Context: an optimization exercise on an open-source flow, tuned for a short achievable clock period and few clock cycles. The choices shown serve that exercise and are no tape-out recipe.
The RTL was checked by simulation tests, not by an equivalence proof against the original design.
Power and IR drop assume default switching activity.

[flow/config.mk]
export PLATFORM = sky130hd
export DESIGN_NAME = ARM
export DESIGN_NICKNAME = ARM
export VERILOG_FILES = /design/flow/design.v
export SDC_FILE = /design/flow/constraint.sdc
export NUM_CORES = 4
export LEC_CHECK = 0
export CAP_MARGIN = 20
export CORE_MARGIN = 2
export CORE_UTILIZATION = 40
export PLACE_DENSITY = 0.6
export SETUP_SLACK_MARGIN = 1.0
export SLEW_MARGIN = 20
[flow/run.sh]
#!/bin/bash
# synth_recipe.tcl (not shown) runs the flow's synth.tcl, then flattens the netlist and writes it again
# the make line also repeats each setting of config.mk as NAME=value (left out here)
make -C /OpenROAD-flow-scripts/flow DESIGN_CONFIG=/design/flow/config.mk WORK_HOME=/design/flow/orfs CLKGATE_MAP_FILE= SYNTH_SCRIPT=/design/flow/synth_recipe.tcl finish
[flow/constraint.sdc]
create_clock -name core_clock -period 25.0 [get_ports {clk}]
set_input_delay 5.0000 -clock core_clock [delete_from_list [all_inputs] [get_ports {clk}]]
set_output_delay 5.0000 -clock core_clock [all_outputs]
set_load 0.01 [all_outputs]
[flow/design.v]
module adder(first, second, result);
    parameter WIDTH = 32;
    input [WIDTH-1:0]first, second;
    output [WIDTH-1:0]result;
    assign result = first + second;
endmodule
module mux_2_to_1(op1, op2, select, result);
    parameter WIDTH = 32;
    input [WIDTH-1:0] op1, op2;
    input select;
    output [WIDTH-1:0] result;
    assign result = (select == 1'b1) ? op2 : op1;
endmodule
module mux_4_to_1(op1, op2, op3, op4, select, result);
    parameter WIDTH = 32;
    input [WIDTH-1:0] op1, op2, op3, op4;
    input[1:0] select;
    output [WIDTH-1:0] result;
    assign result = (select == 2'b00) ? op1 :
                    (select == 2'b01) ? op2 :
                    (select == 2'b10) ? op3 : op4;
endmodule
module or_module(first, second, result);
    input first, second;
    output result;
    assign result = first | second;
endmodule
module PC_reg(clk, rst, freeze, ld_data, input_data, output_data);
    parameter WIDTH = 32;
    input clk, rst, ld_data, freeze;
    input [WIDTH - 1 :0] input_data;
    output reg [WIDTH - 1:0] output_data;
  always @(posedge clk, negedge rst) begin
    if (~rst) output_data <= 32'b0;
    else if (~freeze && ld_data) output_data <= input_data;
  end
endmodule
module IF_Stage(clk, rst, freeze, Branch_taken, BranchAddr, PC, Instruction, PC_temp, imem_addr, imem_rdata);
    parameter WIDTH = 32;
    input clk, rst, freeze, Branch_taken;
    input [WIDTH-1:0] BranchAddr;
    output [WIDTH-1:0] PC, PC_temp, Instruction;
    output [10:0] imem_addr;
    input [31:0] imem_rdata;
    wire [WIDTH-1:0] mux_out, pc_out, adder_out, inst_out;
    mux_2_to_1 #(
        .WIDTH(32)
    ) mux (
        .op1(adder_out),
        .op2(BranchAddr),
        .select(Branch_taken),
        .result(mux_out)
    );
    PC_reg#(
        .WIDTH(32)
    ) pc (
        .clk(clk),
        .rst(rst),
        .freeze(freeze & ~Branch_taken), 
        .ld_data(1'b1), 
        .input_data(mux_out), 
        .output_data(pc_out)
    );
    adder#(
        .WIDTH(32)
    ) adder (
        .first(32'd1), 
        .second(pc_out), 
        .result(adder_out)
    );
    assign PC = adder_out;
    assign imem_addr = pc_out[10:0];
    assign Instruction = imem_rdata;
    assign PC_temp = pc_out;
endmodule
module IF_reg(
    clk, rst, freeze, flush,
    PC_in, Inst_in,
    PC_out, Inst_out
    );
    parameter WIDTH = 32;
    input clk, rst, freeze, flush;
    input [WIDTH-1:0] PC_in, Inst_in;
    output reg [WIDTH-1:0] PC_out, Inst_out;
    always @(posedge clk or negedge rst) begin
        if(~rst) begin
            PC_out <= 32'b0;
            Inst_out <= 32'hF0000000;
        end
        else if(flush) begin
            PC_out <= 32'b0;
            Inst_out <= 32'hF0000000;
        end
        else if(~freeze) begin
            PC_out <= PC_in;
            Inst_out <= Inst_in;
        end
    end
endmodule
module ControlUnit (Mode, Opcode, S_in, WB_EN, MEM_R_EN, MEM_W_EN, B, S_out, EXE_CMD);
    input[1:0] Mode;
    input[3:0] Opcode;
    input S_in; 
    output reg[3:0] EXE_CMD;
    output reg WB_EN, MEM_R_EN, MEM_W_EN, B, S_out;
    parameter MOV=4'b1101,MVN=4'b1111,ADD=4'b0100,ADC=4'b0101,SUB=4'b0010,SBC=4'b0110,AND=4'b0000,
              ORR=4'b1100,EOR=4'b0001,CMP=4'b1010,TST=4'b1000,LDR=4'b0100,STR=4'b0100;
	always @(*) begin
        {EXE_CMD,WB_EN, MEM_R_EN, MEM_W_EN, B, S_out}=9'b0;
        case (Mode)
            2'b00: begin
                case (Opcode) 
                    MOV: {EXE_CMD, S_out, WB_EN, MEM_R_EN, MEM_W_EN, B}<={4'b0001,S_in,1'b1,1'b0,1'b0,1'b0};
                    MVN: {EXE_CMD, S_out, WB_EN, MEM_R_EN, MEM_W_EN, B}<={4'b1001,S_in,1'b1,1'b0,1'b0,1'b0};
                    ADD: {EXE_CMD, S_out, WB_EN, MEM_R_EN, MEM_W_EN, B}<={4'b0010,S_in,1'b1,1'b0,1'b0,1'b0};
                    ADC: {EXE_CMD, S_out, WB_EN, MEM_R_EN, MEM_W_EN, B}<={4'b0011,S_in,1'b1,1'b0,1'b0,1'b0};
                    SUB: {EXE_CMD, S_out, WB_EN, MEM_R_EN, MEM_W_EN, B}<={4'b0100,S_in,1'b1,1'b0,1'b0,1'b0};
                    SBC: {EXE_CMD, S_out, WB_EN, MEM_R_EN, MEM_W_EN, B}<={4'b0101,S_in,1'b1,1'b0,1'b0,1'b0};
                    AND: {EXE_CMD, S_out, WB_EN, MEM_R_EN, MEM_W_EN, B}<={4'b0110,S_in,1'b1,1'b0,1'b0,1'b0};
                    ORR: {EXE_CMD, S_out, WB_EN, MEM_R_EN, MEM_W_EN, B}<={4'b0111,S_in,1'b1,1'b0,1'b0,1'b0};
                    EOR: {EXE_CMD, S_out, WB_EN, MEM_R_EN, MEM_W_EN, B}<={4'b1000,S_in,1'b1,1'b0,1'b0,1'b0};
                    CMP: {EXE_CMD, S_out, WB_EN, MEM_R_EN, MEM_W_EN, B}<={4'b0100,1'b1,1'b0,1'b0,1'b0,1'b0};
                    TST: {EXE_CMD, S_out, WB_EN, MEM_R_EN, MEM_W_EN, B}<={4'b0110,1'b1,1'b0,1'b0,1'b0,1'b0};
                endcase
            end
            2'b01: begin 
                case (S_in)
                    1'b1: {EXE_CMD, S_out, WB_EN, MEM_R_EN, MEM_W_EN, B}<={4'b0010,1'b1,1'b1,1'b1,1'b0,1'b0};
                    1'b0: {EXE_CMD, S_out, WB_EN, MEM_R_EN, MEM_W_EN, B}<={4'b0010,1'b0,1'b0,1'b0,1'b1,1'b0};
                endcase
            end
            2'b10: begin
                {EXE_CMD, S_out, WB_EN, MEM_R_EN, MEM_W_EN, B}<={4'b0000,1'b0,1'b0,1'b0,1'b0,1'b1};
            end
        endcase
    end
endmodule
module ConditionCheck (Cond, SR, CC_out);
    input[3:0] Cond, SR;
    output reg CC_out;
    parameter EQ=4'b0000, NE=4'b0001, CSHS=4'b0010, CCLO=4'b0011, MI=4'b0100, PL=4'b0101, VS=4'b0110;
    parameter VC=4'b0111, HI=4'b1000, LS=4'b1001, GE=4'b1010, LT=4'b1011, GT=4'b1100, LE=4'b1101, AL=4'b1110;
    wire N,val_Z,C,V; 
    assign V=SR[0];  
    assign C=SR[1];  
    assign val_Z=SR[2];  
    assign N=SR[3];  
    always @(*) begin
        case (Cond)
            EQ: CC_out<=val_Z;
            NE: CC_out<=~val_Z;
            CSHS: CC_out<=C;
            CCLO: CC_out<=~C;
            MI: CC_out<=N;
            PL: CC_out<=~N;
            VS: CC_out<=V;
            VC: CC_out<=~V;
            HI: CC_out<=C&(~val_Z);
            LS: CC_out<=(~C)&val_Z;
            GE: CC_out<=(N==V);
            LT: CC_out<=(N!=V);
            GT: CC_out<=(val_Z==0)&(N==V);
            LE: CC_out<=(val_Z==1)&(N!=V);
            AL: CC_out<=1'b1;
            default: CC_out<=1'b0;
        endcase
    end
endmodule
module RegisterFile (clk, rst, src1, src2, WB_Dest, WB_Value, WB_WB_EN, Val_RN, Val_RM);
    input clk, rst, WB_WB_EN;
    input [3:0] src1, src2, WB_Dest;
    input [31:0] WB_Value;
    output [31:0] Val_RN, Val_RM;
    reg [31:0] registers [0:15];
    integer i;
    always @(negedge clk, negedge rst) begin
        if (~rst) begin
            for (i = 0; i < 16; i = i + 1) begin
                registers[i] <= i;
            end
        end
        else if (WB_WB_EN) begin
            registers[WB_Dest] <= WB_Value;
        end
    end
    assign Val_RN = registers[src1];
    assign Val_RM = registers[src2];
endmodule
module ID #(parameter n=32) (clk, rst, Hazard, WB_WB_en, Inst, PC, WB_Value, SR, WB_Dest,
                             PC_out, EXE_CMD, S_out, B_out, MEM_W_EN_out,
                            MEM_R_EN_out, WB_EN_out, imm_out, Shift_operand, Signed_imm_24, src2, Val_Rn_out, Val_Rm_out, Dest, Two_src,
                            src1_out, src2_out);
input clk, rst, Hazard, WB_WB_en;
input[3:0] SR, WB_Dest;
input[31:0] Inst, PC, WB_Value;
output S_out, B_out, MEM_W_EN_out, MEM_R_EN_out, WB_EN_out, imm_out;
output[3:0] EXE_CMD, Dest, src2, src1_out, src2_out;
output[11:0] Shift_operand;
output[23:0] Signed_imm_24;
output[31:0] PC_out, Val_Rn_out, Val_Rm_out;
output Two_src;
wire s, mem_read, mem_write, wb_en, b_jump, update_s, cc_out, cu_mux_sel, imm;
wire[3:0] Opcode, Cond, exe_cmd, out_mux_RF, Rn, Rd, Rm;
wire[1:0] Mode;
assign Dest = Inst[15:12];
assign Signed_imm_24 = Inst[23:0];
assign imm_out = Inst[25];
assign Shift_operand = Inst[11:0];
assign s = Inst[20];
assign Opcode = Inst[24:21];
assign Mode = Inst[27:26];
assign Cond = Inst[31:28];
assign Rn = Inst[19:16];
assign src2 = out_mux_RF;
assign Rd = Inst[15:12];
assign Rm = Inst[3:0];
assign PC_out = PC;
assign imm = imm_out;
mux_2_to_1 #(4) MUX_RF(.op1(Rm), .op2(Rd), .select(mem_write), .result(out_mux_RF));
RegisterFile RF(.clk(clk), .rst(rst), .src1(Rn), .src2(out_mux_RF), .WB_Dest(WB_Dest), .WB_Value(WB_Value), .WB_WB_EN(WB_WB_en), .Val_RN(Val_Rn_out), .Val_RM(Val_Rm_out));
ControlUnit CU(.Mode(Mode), .Opcode(Opcode), .S_in(s), .WB_EN(wb_en), .MEM_R_EN(mem_read), .MEM_W_EN(mem_write), .B(b_jump), .S_out(update_s), .EXE_CMD(exe_cmd));
ConditionCheck CC(.Cond(Cond), .SR(SR), .CC_out(cc_out));
assign cu_mux_sel = (~cc_out) | Hazard;
assign {EXE_CMD, S_out, B_out, MEM_W_EN_out, MEM_R_EN_out, WB_EN_out} = cu_mux_sel ? {9'b0} : {exe_cmd, update_s, b_jump, mem_write, mem_read, wb_en};
assign Two_src = ~imm | mem_write;
assign src1_out = Rn;
assign src2_out = out_mux_RF;
endmodule
    module IDReg #(parameter n=32)(clk, rst, Flush, S, B, imm, MEM_R_EN, MEM_W_EN, WB_EN, EXE_CMD, SR, Dest
                              , Val_Rm, Val_Rn, PC, Signed_imm_24, Shift_operand, S_out, B_out, MEM_R_EN_out
                              , MEM_W_EN_out, WB_EN_out, imm_out, EXE_CMD_out, Dest_out, SR_out, Val_Rm_out
                              , Val_Rn_out, PC_out, Signed_imm_24_out, Shift_operand_out, src1_in, src2_in, src1_out, src2_out);
    input clk, rst, Flush, S, B, imm, MEM_R_EN, MEM_W_EN, WB_EN;
    input [3:0] EXE_CMD, SR, Dest, src1_in, src2_in;
    input[n-1:0] Val_Rm, Val_Rn, PC;
    input[23:0] Signed_imm_24;
    input [11:0] Shift_operand; 
    output reg S_out, B_out, MEM_R_EN_out, MEM_W_EN_out, WB_EN_out, imm_out;
    output reg [3:0] EXE_CMD_out, Dest_out, SR_out, src1_out, src2_out; 
    output reg[n-1:0] Val_Rm_out, Val_Rn_out, PC_out; 
    output reg[23:0] Signed_imm_24_out;
    output reg [11:0] Shift_operand_out;
    always @(posedge clk,negedge rst) begin
            if(~rst) begin
                {S_out, B_out, MEM_R_EN_out, MEM_W_EN_out, WB_EN_out, imm_out}<=6'd0;
                {EXE_CMD_out, Dest_out, SR_out} <= {3*4'b0};
                {Val_Rm_out, Val_Rn_out, PC_out}<={3*32'b0};
                {Signed_imm_24_out}<={24'b0};
                {Shift_operand_out} <= {12'b0};
                {src1_out, src2_out} <= {2*4'b0};
            end
            else
                case (Flush)
                    1'b1: begin
                        {S_out, B_out, MEM_R_EN_out, MEM_W_EN_out, WB_EN_out, imm_out}<=6'd0;
                        {EXE_CMD_out, Dest_out, SR_out} <= {3*4'b0};
                        {Val_Rm_out, Val_Rn_out, PC_out}<={3*32'b0};
                        {Signed_imm_24_out}<={24'b0};
                        {Shift_operand_out} <= {12'b0};
                        {src1_out, src2_out} <= {2*4'b0};
                    end
                    1'b0: begin
                        {S_out, B_out, MEM_R_EN_out, MEM_W_EN_out, WB_EN_out, imm_out}<={S, B, MEM_R_EN, MEM_W_EN, WB_EN, imm};
                        {EXE_CMD_out, Dest_out, SR_out} <= {EXE_CMD, Dest, SR};
                        {Val_Rm_out, Val_Rn_out, PC_out}<={Val_Rm, Val_Rn, PC};
                        {Signed_imm_24_out}<={Signed_imm_24};
                        {Shift_operand_out} <= {Shift_operand};
                        {src1_out, src2_out} <= {src1_in, src2_in};
                    end
                endcase
        end
endmodule
module Val2Generate(Val_Rm, Shift_operand, imm, ld_str, result);
    input imm, ld_str;
    input [11:0] Shift_operand;
    input [31:0] Val_Rm;
    output reg [31:0] result;
    wire[3:0] rotate_imm = Shift_operand[11:8];
    wire[7:0] immed_8 = Shift_operand[7:0];
    wire[4:0] shift_imm = Shift_operand[11:7];
    wire[1:0] shift = Shift_operand[6:5];
    wire[4:0] rot_amt = {rotate_imm, 1'b0};
    wire[63:0] imm_rot = {24'b0, immed_8, 24'b0, immed_8} >> rot_amt;
    wire[63:0] rm_rot = {Val_Rm, Val_Rm} >> shift_imm;
    always @(Val_Rm, Shift_operand, imm, ld_str, imm_rot, rm_rot) begin
        result = 32'b0;
        if (ld_str) begin  
            result = {{20{Shift_operand[11]}}, Shift_operand};
        end
        else if (imm) begin 
            result = imm_rot[31:0];
        end
        else begin 
            case (shift)
                    2'b00: result = Val_Rm << shift_imm;    
                    2'b01: result = Val_Rm >> shift_imm; 
                    2'b10: result = $signed(Val_Rm) >>> shift_imm;  
                    2'b11: begin                                    
                        result = rm_rot[31:0];
                    end
            endcase
        end    
    end
endmodule
module ALU(Cin, Val1, Val2, EXE_CMD, ALU_Res, Status_bits);
    input Cin;
    input [3:0] EXE_CMD;
    input [31:0] Val1, Val2;
    output [3:0] Status_bits;
    output reg [31:0] ALU_Res;
    reg [32:0] temp_res;
    reg C;
    reg V;
    wire Z; 
    wire N; 
    wire [31:0] Cin_ext = {{31{1'b0}}, Cin};
    wire [31:0] not_Cin_ext = {{31{1'b0}}, ~Cin};
    wire [3:0] new_SR;
    always @(*) begin
        {C, V} = 2'b0;
        temp_res = 33'd0;
        case(EXE_CMD)
            4'b0001 : begin  
                ALU_Res = Val2;
                C = 0; 
                V = 0;
            end
            4'b1001 : begin  
                ALU_Res = ~Val2;
                C = 0; 
                V = 0;
            end
            4'b0010 : begin  
                temp_res = {1'b0, Val1} + {1'b0, Val2};
                ALU_Res = temp_res[31:0];
                C = temp_res[32]; 
                V = (Val1[31] == Val2[31]) && (ALU_Res[31] != Val1[31]); 
            end
            4'b0011 : begin  
                temp_res = {1'b0, Val1} + {1'b0, Val2} + Cin_ext;
                ALU_Res = temp_res[31:0];
                C = temp_res[32]; 
                V = (Val1[31] == Val2[31]) && (ALU_Res[31] != Val1[31]); 
            end
            4'b0100 : begin  
                temp_res = {Val1[31], Val1} - {Val2[31], Val2};
                ALU_Res = temp_res[31:0];
                C = temp_res[32];
                V = (Val1[31] != Val2[31]) && (ALU_Res[31] != Val1[31]); 
            end
            4'b0101 : begin  
                temp_res = {Val1[31], Val1} - {Val2[31], Val2} - not_Cin_ext;
                ALU_Res = temp_res[31:0];
                C = temp_res[32];
                V = (Val1[31] != Val2[31]) && (ALU_Res[31] != Val1[31]); 
            end
            4'b0110 : begin  
                ALU_Res = Val1 & Val2;
                C = 0; 
                V = 0;
            end
            4'b0111 : begin  
                ALU_Res = Val1 | Val2;
                C = 0; 
                V = 0;
            end
            4'b1000 : begin  
                ALU_Res = Val1 ^ Val2;
                C = 0; 
                V = 0;
            end
            4'b0100 : begin  
                temp_res = {1'b0, Val1} - {1'b0, Val2};
                ALU_Res = temp_res[31:0];
                C = ~temp_res[32];
                V = (Val1[31] == Val2[31]) && (ALU_Res[31] != Val1[31]); 
            end
            4'b0110 : begin  
                ALU_Res = Val1 & Val2;
                C = 0; 
                V = 0;
            end
            default : begin
                ALU_Res = 32'd0;
                C = 0; 
                V = 0;
            end
        endcase
    end
    assign Z = (ALU_Res == 32'd0) ? 1'b1 : 1'b0;
    assign N = ALU_Res[31];
    assign Status_bits = {N, Z, C, V};
    assign new_SR = {Z, C, N, V};
endmodule
module EXE_Stage #(parameter n=32) (clk, rst, c, PC, WB_EN_in, MEM_R_EN_in, MEM_W_EN_in, EXE_CMD,
                                    Val1, Val_Rm_in, shift_operand, imm, signed_imm_24, Dest_in,
                                    WB_EN_out, MEM_R_EN_out, MEM_W_EN_out, ALU_res, Val_Rm_out, Dest_out,
                                    Status_bits, branch_address, ALU_Res_Frwrd, WB_Value_Frwrd, Sel_src1, Sel_src2);
    input clk, rst, c, WB_EN_in, MEM_R_EN_in, MEM_W_EN_in, imm;
    input[1:0] Sel_src1, Sel_src2;
    input[3:0] EXE_CMD, Dest_in;
    input[11:0] shift_operand;
    input[23:0] signed_imm_24;
    input[n-1:0] PC, Val1, Val_Rm_in, ALU_Res_Frwrd, WB_Value_Frwrd;
    output WB_EN_out, MEM_R_EN_out, MEM_W_EN_out;
    output[3:0] Dest_out, Status_bits;
    output[n-1:0] ALU_res, Val_Rm_out, branch_address;
    wire or_out;
    or_module OR(.first(MEM_R_EN_in), .second(MEM_W_EN_in), .result(or_out));
    wire[n-1:0] Val2_t, Val2;
    Val2Generate VAL2GEN(.Val_Rm(Val2_t), .Shift_operand(shift_operand), .imm(imm), .ld_str(or_out), .result(Val2));
    wire[n-1:0] Val1_t;
    ALU ALU(.Cin(c), .Val1(Val1_t), .Val2(Val2), .EXE_CMD(EXE_CMD), .ALU_Res(ALU_res), .Status_bits(Status_bits));
    adder Adder(.first(PC), .second({{8{signed_imm_24[23]}}, signed_imm_24}), .result(branch_address));
    mux_4_to_1 Mux_up(.op1(Val1), .op2(ALU_Res_Frwrd), .op3(WB_Value_Frwrd), .op4(32'd0), .select(Sel_src1), .result(Val1_t));
    mux_4_to_1 Mux_down(.op1(Val_Rm_in), .op2(ALU_Res_Frwrd), .op3(WB_Value_Frwrd), .op4(32'd0), .select(Sel_src2), .result(Val2_t));
    assign WB_EN_out = WB_EN_in;
    assign MEM_R_EN_out = MEM_R_EN_in;
    assign MEM_W_EN_out = MEM_W_EN_in;
    assign Val_Rm_out = Val2_t;
    assign Dest_out = Dest_in;
endmodule
module EXEReg #(parameter n=32)(clk, rst, WB_EN_in, MEM_R_EN_in, MEM_W_EN_in, ALU_Res_in, Val_Rm_in, Dest_in,
                                WB_EN_out, MEM_R_EN_out, MEM_W_EN_out, ALU_Res_out, Val_Rm_out, Dest_out);
    input clk, rst, WB_EN_in, MEM_R_EN_in, MEM_W_EN_in;
    input[3:0] Dest_in;
    input[n-1:0] ALU_Res_in, Val_Rm_in;
    output reg WB_EN_out, MEM_R_EN_out, MEM_W_EN_out;
    output reg[3:0] Dest_out;
    output reg[n-1:0] ALU_Res_out, Val_Rm_out;
    always @(posedge clk,negedge rst) begin
            if(~rst) begin
                {WB_EN_out, MEM_R_EN_out, MEM_W_EN_out}<=3'b0;
                Dest_out <= 4'b0;
                {ALU_Res_out, Val_Rm_out}<={2*32'b0};
            end
            else begin
                WB_EN_out <= WB_EN_in;
                MEM_R_EN_out <= MEM_R_EN_in;
                MEM_W_EN_out <= MEM_W_EN_in;
                Dest_out <= Dest_in;
                ALU_Res_out <= ALU_Res_in;
                Val_Rm_out <= Val_Rm_in;
            end
        end
endmodule
module MEMReg #(parameter n=32)(clk, rst, MEM_R_EN_in, WB_EN_in, DEST_in, ALU_Res_in, Data_Memory_in,
                                MEM_R_EN_out, WB_EN_out, DEST_out, ALU_Res_out, Data_Memory_out);
    input clk, rst, MEM_R_EN_in, WB_EN_in;
    input[3:0] DEST_in;
    input [n-1:0] ALU_Res_in, Data_Memory_in;
    output reg MEM_R_EN_out, WB_EN_out;
    output reg[3:0] DEST_out;
    output reg [n-1:0] ALU_Res_out, Data_Memory_out;
    always @(posedge clk,negedge rst) begin
            if(~rst) begin
                {MEM_R_EN_out, WB_EN_out}<=2'b0;
                DEST_out <= 4'b0;
                {ALU_Res_out, Data_Memory_out}<={2*32'b0};
            end
            else begin
                MEM_R_EN_out <= MEM_R_EN_in;
                WB_EN_out <= WB_EN_in;
                DEST_out <= DEST_in;
                ALU_Res_out <= ALU_Res_in;
                Data_Memory_out <= Data_Memory_in;
            end
        end
endmodule
module StatusReg(clk, rst, Status_bits, S, SR);
    input clk, rst, S;
    input [3:0] Status_bits;
    output reg [3:0] SR;
  always @(negedge clk, negedge rst) begin
    if (~rst) SR <= 4'b0;
    else if (S) SR <= Status_bits;
  end
endmodule
module Forwarding_Unit(src1, src2, MEM_WB_EN, Forwarding_EN, MEM_Dest, WB_Dest, WB_WB_EN, Sel_src1, Sel_src2);
    input MEM_WB_EN, WB_WB_EN, Forwarding_EN;
    input [3:0] src1, src2, WB_Dest, MEM_Dest;
    output reg [1:0] Sel_src1, Sel_src2;
    always @(*) begin
        if(Forwarding_EN == 1'b0)begin
            Sel_src1 = 2'b00;
            Sel_src2 = 2'b00;
        end
        else begin
            Sel_src1 = (src1 == MEM_Dest && MEM_WB_EN) ? 2'd1 : (src1 == WB_Dest && WB_WB_EN) ? 2'd2 : 2'd0;
            Sel_src2 = (src2 == MEM_Dest && MEM_WB_EN) ? 2'd1 : (src2 == WB_Dest && WB_WB_EN) ? 2'd2 : 2'd0;
        end
    end
endmodule
module Hazard_Detection_Unit(src1, src2, Two_src, MEM_WB_EN, EXE_WB_EN, Mem_Dest, EXE_Dest, Hazard, Forwarding_EN, EXE_MEM_R_EN);
    input  MEM_WB_EN, EXE_WB_EN, Two_src, Forwarding_EN, EXE_MEM_R_EN;
    input[3:0] src1, src2, Mem_Dest, EXE_Dest;
    output reg Hazard;
    always@(*) begin  
        if(Forwarding_EN) begin
            if(EXE_MEM_R_EN)
                if(((src1==EXE_Dest) && (EXE_WB_EN)) || ((src2==EXE_Dest) && (EXE_WB_EN) && (Two_src)) ||
                ((src1==Mem_Dest) && (MEM_WB_EN)) || ((src2==Mem_Dest) && (MEM_WB_EN) && (Two_src)))
                    Hazard = 1'b1;
                else
                    Hazard = 1'b0;
            else
                Hazard = 1'b0;
        end
        else begin
            if(((src1==EXE_Dest) && (EXE_WB_EN)) || ((src2==EXE_Dest) && (EXE_WB_EN) && (Two_src)) ||
            ((src1==Mem_Dest) && (MEM_WB_EN)) || ((src2==Mem_Dest) && (MEM_WB_EN) && (Two_src)))
                Hazard = 1'b1;
            else
                Hazard = 1'b0;
        end    
    end
endmodule
module ARM(clk, rst, Frwrd_EN, imem_addr, imem_rdata, dmem_addr, dmem_wdata, dmem_we, dmem_rdata,
           wb_en, wb_dest, wb_value);
    parameter WIDTH = 32;
    input clk, rst, Frwrd_EN;
    output [10:0] imem_addr;
    input [31:0] imem_rdata;
    output [10:0] dmem_addr;
    output [31:0] dmem_wdata;
    output dmem_we;
    input [31:0] dmem_rdata;
    output wb_en;
    output [3:0] wb_dest;
    output [31:0] wb_value;
    wire [WIDTH-1:0] IF_pc, IF_inst, IF_PC_out, IF_Inst_out, ID_out, Exe_out, Mem_out, branch_address_EXE;
    wire B_out_IDR, Hazard;
    wire MEM_R_EN_out_MEMR, WB_EN_out_MEMR;
    wire[3:0] DEST_out_MEMR;
    wire[31:0] ALU_Res_out_MEMR, Data_Memory_out_MEMR, WB_Value;
    wire[3:0] Status_Reg_out;
    IF_Stage #(
        .WIDTH(32)
    ) IF (
        .clk(clk),
        .rst(rst),
        .freeze(Hazard),
        .Branch_taken(B_out_IDR),
        .BranchAddr(branch_address_EXE),
        .PC(IF_pc),
        .Instruction(IF_inst),
        .imem_addr(imem_addr),
        .imem_rdata(imem_rdata)
    );
    IF_reg #(
        .WIDTH(32)
    ) IF_reg (
        .clk(clk),
        .rst(rst),
        .freeze(Hazard),
        .flush(B_out_IDR),
        .PC_in(IF_pc),
        .Inst_in(IF_inst),
        .PC_out(IF_PC_out),
        .Inst_out(IF_Inst_out)
    );
    wire[3:0] EXE_CMD_ID, src2_ID, Dest_out;
    wire[11:0] Shift_operand_ID;
    wire[23:0] Signed_imm_24_ID;
    wire[31:0] PC_ID, Val_Rn_ID, Val_Rm_ID;
    wire S_out_ID, B_out_ID, MEM_W_EN_out_ID, MEM_R_EN_out_ID, WB_EN_out_ID;
    wire MEM_R_EN_out_IDR, MEM_W_EN_out_IDR, WB_EN_out_IDR, imm_out_ID, Two_src;
    wire[3:0] EXE_CMD_out_IDR, Dest_out_IDR, SR_out, src1_out_ID, src2_out_ID;
    wire[11:0] Shift_operand_out_IDR;
    wire[23:0] Signed_imm_24_out_IDR;
    wire[31:0] PC_out_IDR, Val_Rn_out_IDR, Val_Rm_out_IDR;
    ID #(
        .n(32)
    ) ID_stage (
        .clk(clk),
        .rst(rst),
        .Hazard(Hazard),
        .WB_WB_en(WB_EN_out_MEMR),
        .Inst(IF_Inst_out),
        .PC(IF_PC_out),
        .WB_Value(WB_Value),
        .SR(Status_Reg_out),
        .WB_Dest(DEST_out_MEMR),
        .PC_out(PC_ID),
        .EXE_CMD(EXE_CMD_ID),
        .S_out(S_out_ID),
        .B_out(B_out_ID),
        .MEM_W_EN_out(MEM_W_EN_out_ID),
        .MEM_R_EN_out(MEM_R_EN_out_ID),
        .WB_EN_out(WB_EN_out_ID),
        .imm_out(imm_out_ID),
        .Shift_operand(Shift_operand_ID),
        .Signed_imm_24(Signed_imm_24_ID),
        .src2(src2_ID),
        .Val_Rn_out(Val_Rn_ID),
        .Val_Rm_out(Val_Rm_ID),
        .Dest(Dest_out),
        .Two_src(Two_src),
        .src1_out(src1_out_ID),
        .src2_out(src2_out_ID)
    );
    wire[3:0] src1_out_IDR, src2_out_IDR;
    IDReg #(
        .n(32)
    ) ID_reg (
        .clk(clk),
        .rst(rst),
        .Flush(B_out_IDR),
        .S(S_out_ID),
        .B(B_out_ID),
        .imm(imm_out_ID),
        .MEM_R_EN(MEM_R_EN_out_ID),
        .MEM_W_EN(MEM_W_EN_out_ID),
        .WB_EN(WB_EN_out_ID),
        .EXE_CMD(EXE_CMD_ID),
        .SR(Status_Reg_out),
        .Dest(Dest_out),
        .Val_Rm(Val_Rm_ID),
        .Val_Rn(Val_Rn_ID),
        .PC(IF_PC_out),
        .Signed_imm_24(Signed_imm_24_ID),
        .Shift_operand(Shift_operand_ID),
        .S_out(S_out_IDR),
        .B_out(B_out_IDR),
        .MEM_R_EN_out(MEM_R_EN_out_IDR),
        .MEM_W_EN_out(MEM_W_EN_out_IDR),
        .WB_EN_out(WB_EN_out_IDR),
        .imm_out(imm_out_IDR),
        .EXE_CMD_out(EXE_CMD_out_IDR),
        .Dest_out(Dest_out_IDR),
        .SR_out(SR_out),
        .Val_Rm_out(Val_Rm_out_IDR),
        .Val_Rn_out(Val_Rn_out_IDR),
        .PC_out(PC_out_IDR),
        .Signed_imm_24_out(Signed_imm_24_out_IDR),
        .Shift_operand_out(Shift_operand_out_IDR),
        .src1_in(src1_out_ID),
        .src2_in(src2_out_ID),
        .src1_out(src1_out_IDR),
        .src2_out(src2_out_IDR)
    );
    wire WB_EN_out_EXE, MEM_R_EN_out_EXE, MEM_W_EN_out_EXE;
    wire[3:0] Dest_out_EXE, Status_bits_EXE;
    wire[31:0] ALU_res_EXE, Val_Rm_out_EXE;
    wire WB_EN_out_EXER, MEM_R_EN_out_EXER, MEM_W_EN_out_EXER;
    wire[3:0] Dest_out_EXER;
    wire[31:0] ALU_Res_out_EXER, Val_Rm_out_EXER;
    wire[1:0] Sel_src1_frwrd, Sel_src2_frwrd;
    Forwarding_Unit forwarding_unit(
        .src1(src1_out_IDR),
        .src2(src2_out_IDR),
        .MEM_WB_EN(WB_EN_out_EXER), 
        .Forwarding_EN(Frwrd_EN), 
        .MEM_Dest(Dest_out_EXER), 
        .WB_Dest(DEST_out_MEMR), 
        .WB_WB_EN(WB_EN_out_MEMR), 
        .Sel_src1(Sel_src1_frwrd), 
        .Sel_src2(Sel_src2_frwrd));
    EXE_Stage #(
        .n(32)
    ) EXE_stage (
        .clk(clk),
        .rst(rst),
        .c(SR_out[1]),
        .PC(PC_out_IDR),
        .WB_EN_in(WB_EN_out_IDR),
        .MEM_R_EN_in(MEM_R_EN_out_IDR),
        .MEM_W_EN_in(MEM_W_EN_out_IDR),
        .EXE_CMD(EXE_CMD_out_IDR),
        .Val1(Val_Rn_out_IDR),
        .Val_Rm_in(Val_Rm_out_IDR),
        .shift_operand(Shift_operand_out_IDR),
        .imm(imm_out_IDR),
        .signed_imm_24(Signed_imm_24_out_IDR),
        .Dest_in(Dest_out_IDR),
        .WB_EN_out(WB_EN_out_EXE),
        .MEM_R_EN_out(MEM_R_EN_out_EXE),
        .MEM_W_EN_out(MEM_W_EN_out_EXE),
        .ALU_res(ALU_res_EXE),
        .Val_Rm_out(Val_Rm_out_EXE),
        .Dest_out(Dest_out_EXE),
        .Status_bits(Status_bits_EXE),
        .branch_address(branch_address_EXE),
         .ALU_Res_Frwrd(ALU_Res_out_EXER), 
         .WB_Value_Frwrd(WB_Value), 
         .Sel_src1(Sel_src1_frwrd), 
         .Sel_src2(Sel_src2_frwrd)
        );
    EXEReg #(
        .n(32)
    ) EXE_reg (
        .clk(clk),
        .rst(rst),
        .WB_EN_in(WB_EN_out_EXE),
        .MEM_R_EN_in(MEM_R_EN_out_EXE), 
        .MEM_W_EN_in(MEM_W_EN_out_EXE), 
        .ALU_Res_in(ALU_res_EXE), 
        .Val_Rm_in(Val_Rm_out_EXE), 
        .Dest_in(Dest_out_EXE),
        .WB_EN_out(WB_EN_out_EXER), 
        .MEM_R_EN_out(MEM_R_EN_out_EXER), 
        .MEM_W_EN_out(MEM_W_EN_out_EXER), 
        .ALU_Res_out(ALU_Res_out_EXER), 
        .Val_Rm_out(Val_Rm_out_EXER), 
        .Dest_out(Dest_out_EXER)
        );
    wire [31:0] Data_Memory;
    assign dmem_addr = ALU_Res_out_EXER[10:0];
    assign dmem_wdata = Val_Rm_out_EXER;
    assign dmem_we = MEM_W_EN_out_EXER;
    assign Data_Memory = dmem_rdata;
    MEMReg #(
        .n(32)
    ) MEM_reg (
        .clk(clk),
        .rst(rst), 
        .MEM_R_EN_in(MEM_R_EN_out_EXER), 
        .WB_EN_in(WB_EN_out_EXER), 
        .DEST_in(Dest_out_EXER), 
        .ALU_Res_in(ALU_Res_out_EXER), 
        .Data_Memory_in(Data_Memory),
        .MEM_R_EN_out(MEM_R_EN_out_MEMR), 
        .WB_EN_out(WB_EN_out_MEMR), 
        .DEST_out(DEST_out_MEMR), 
        .ALU_Res_out(ALU_Res_out_MEMR),
        .Data_Memory_out(Data_Memory_out_MEMR)
        );
    mux_2_to_1 WB_stage(
        .op1(ALU_Res_out_MEMR), 
        .op2(Data_Memory_out_MEMR), 
        .select(MEM_R_EN_out_MEMR), 
        .result(WB_Value));
    StatusReg Status_Register (
        .clk(clk), 
        .rst(rst), 
        .Status_bits(Status_bits_EXE), 
        .S(S_out_IDR), 
        .SR(Status_Reg_out)
        );
    Hazard_Detection_Unit hazard_detection_unit(
        .src1(IF_Inst_out[19:16]), 
        .src2(src2_ID), 
        .Two_src(Two_src),
        .MEM_WB_EN(WB_EN_out_EXER), 
        .EXE_WB_EN(WB_EN_out_EXE),
        .Mem_Dest(Dest_out_EXER), 
        .EXE_Dest(Dest_out_EXE), 
        .Hazard(Hazard),
        .Forwarding_EN(Frwrd_EN),
        .EXE_MEM_R_EN(MEM_R_EN_out_IDR)
        );
    assign wb_en = WB_EN_out_MEMR;
    assign wb_dest = DEST_out_MEMR;
    assign wb_value = WB_Value;
endmodule
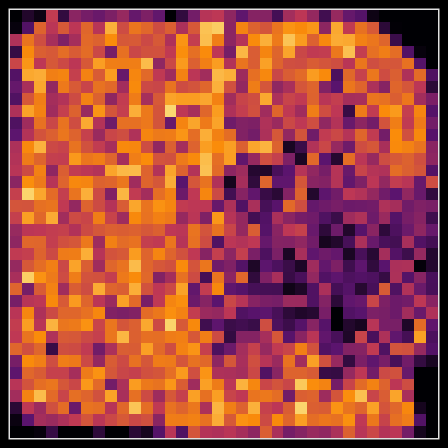
(images/util_map.png)
The die is cut into 36 by 36 equal tiles; black is low, pale yellow is high, 0 to 100% covered.
- nearly empty tiles: 2.9%
- emptiest ninth of the die: middle right
- mean over tiles: 50%
- fullest tile: 92%

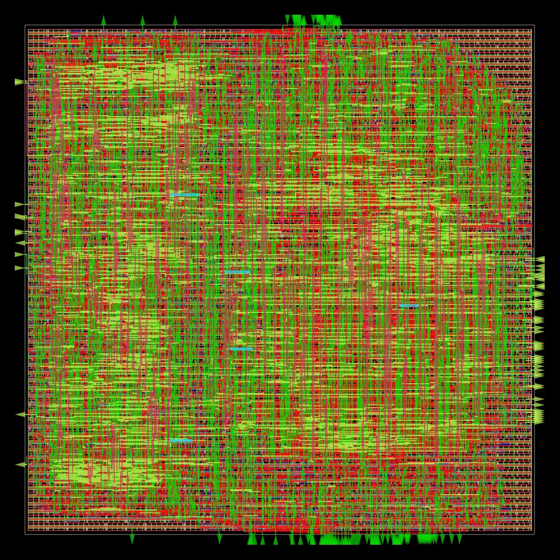
(images/routed.png)
average wire per standard cell: 32.3 um
met3 wire len: 30.8 mm

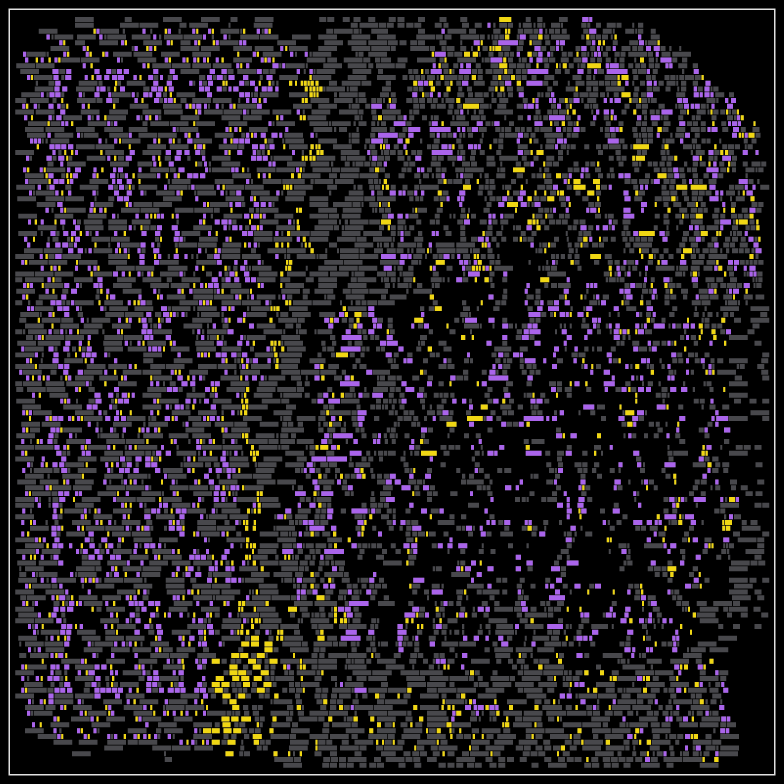
(images/gates.png)
- aoi and oai cells: purple (cells 1763; where all over the die)
- nor cells: yellow (cells 1060; where all over the die)
multi-input combinational area share: 0.449
most common cell after layout, fill and taps aside: buf_4

==> flow_metrics.env <==
export IMPL_status="no timing/DRC/antenna violations"
export IMPL_vias_per_cell=6.41
export IMPL_area_growth_pct=30.9
export IMPL_synthMostInstantiatedCell="nor2_1"
export IMPL_finalNetCount=6987
export IMPL_p_seq_frac=0.198
export IMPL_via_count=54750
export IMPL_dpl_cell_count=8233
export IMPL_tightest_slew_ps=1150
export IMPL_leakagePower_nw=28.8
export IMPL_num_multi_input_gates=4477
export IMPL_ff2ff_setup_slack_ps=3160
export IMPL_cts_buffers=93
export IMPL_wirelength_mm=276
export IMPL_grt_pass1_wl_mm=387
export IMPL_clockBufferDepth=3
export IMPL_antenna_found_initial=25
export IMPL_post_route_util=0.527
export IMPL_critPathRequiredTime_ps=13230
export IMPL_p_switching_mw=5.84
export IMPL_r2r_end="Status_Register.SR[2]$_DFFE_NN0P_"
export IMPL_core_area_mm2=0.126
export IMPL_timing_hold_ws_ps=347
export IMPL_cp_end_kind="register"
export IMPL_critPathMaxStageDelay_ps=550
export IMPL_place_congestion=1.10
export IMPL_syn_cell_area_mm2=0.0505
export IMPL_numClockSinks=821
export IMPL_clock_area_frac=0.0500
export IMPL_die_area_mm2=0.129
export IMPL_grt_max_degree=176
export IMPL_fillers=11807
export IMPL_io_pins=159
export IMPL_setup_viol=0
export IMPL_syn_inst=5979
export IMPL_start_kind="primary input"
export IMPL_synth_top_cell_area_share=0.240
export IMPL_critPathLaunch="Frwrd_EN"
export IMPL_inverters=188
export IMPL_drtAntennaViolNets=0
export IMPL_syn_nets=6160
export IMPL_whs_endpoint="MEM_reg.MEM_R_EN_out$_DFF_PN0_"
export IMPL_combPwrFrac=0.680
export IMPL_maxSlewHeadroom=0.227
export IMPL_cts_htree_levels=3
export IMPL_yosys_area_top_type="dfrtn_1"
export IMPL_p_total_mw=11.9
Testbench counts, summed over its fixed seeds: cycles 14,947.
## repair_timing
action	CTS	global route
setup endpoints to repair	4	4
setup buffers	58	33
pin swaps	99	75
resized for setup	222	145
cloned	2	1
## stage by stage
stage	TNS, ps	setup slack [ps]
finish	0	780
global route	0	667
CTS	0	1000
detailed placement	-4080	-1150
global placement	-3970	-1100
floorplan	0	1010
## logic make-up after synthesis
logic type	share of synthesized area
flops	0.407
fa+ha+maj	0.0287
xor+xnor	0.0308
mux	0.0312
buf+inv	0.0527
compound gates	0.265
simple gates	0.184
## layer usage
layer  routed length, um  GRT usage  share of wire
met5                  72          0        0.00026
met4               20500      0.245          0.074
met3               30800      0.119           0.11
met2              118000      0.620           0.43
met1              107000      0.529           0.39
## critical path: cells and delay by family
family | cells | cell delay, ps
buf+inv | 9 | 1180
simple gates | 14 | 3800
xor+xnor | 1 | 150
compound gates | 10 | 2020
fa+ha+maj | 1 | 260
## power groups by stage
stage | logic, mW | clock network [mW] | registers (mW)
CTS | 7.58 | 1.47 | 2.36
finish | 8.12 | 1.46 | 2.37
detailed placement | 7.16 | 0.00806 | 2.37
global placement | 7.16 | 0.00806 | 2.36
global route | 8.49 | 1.53 | 2.43
floorplan | 3.58 | 0.00806 | 2.17
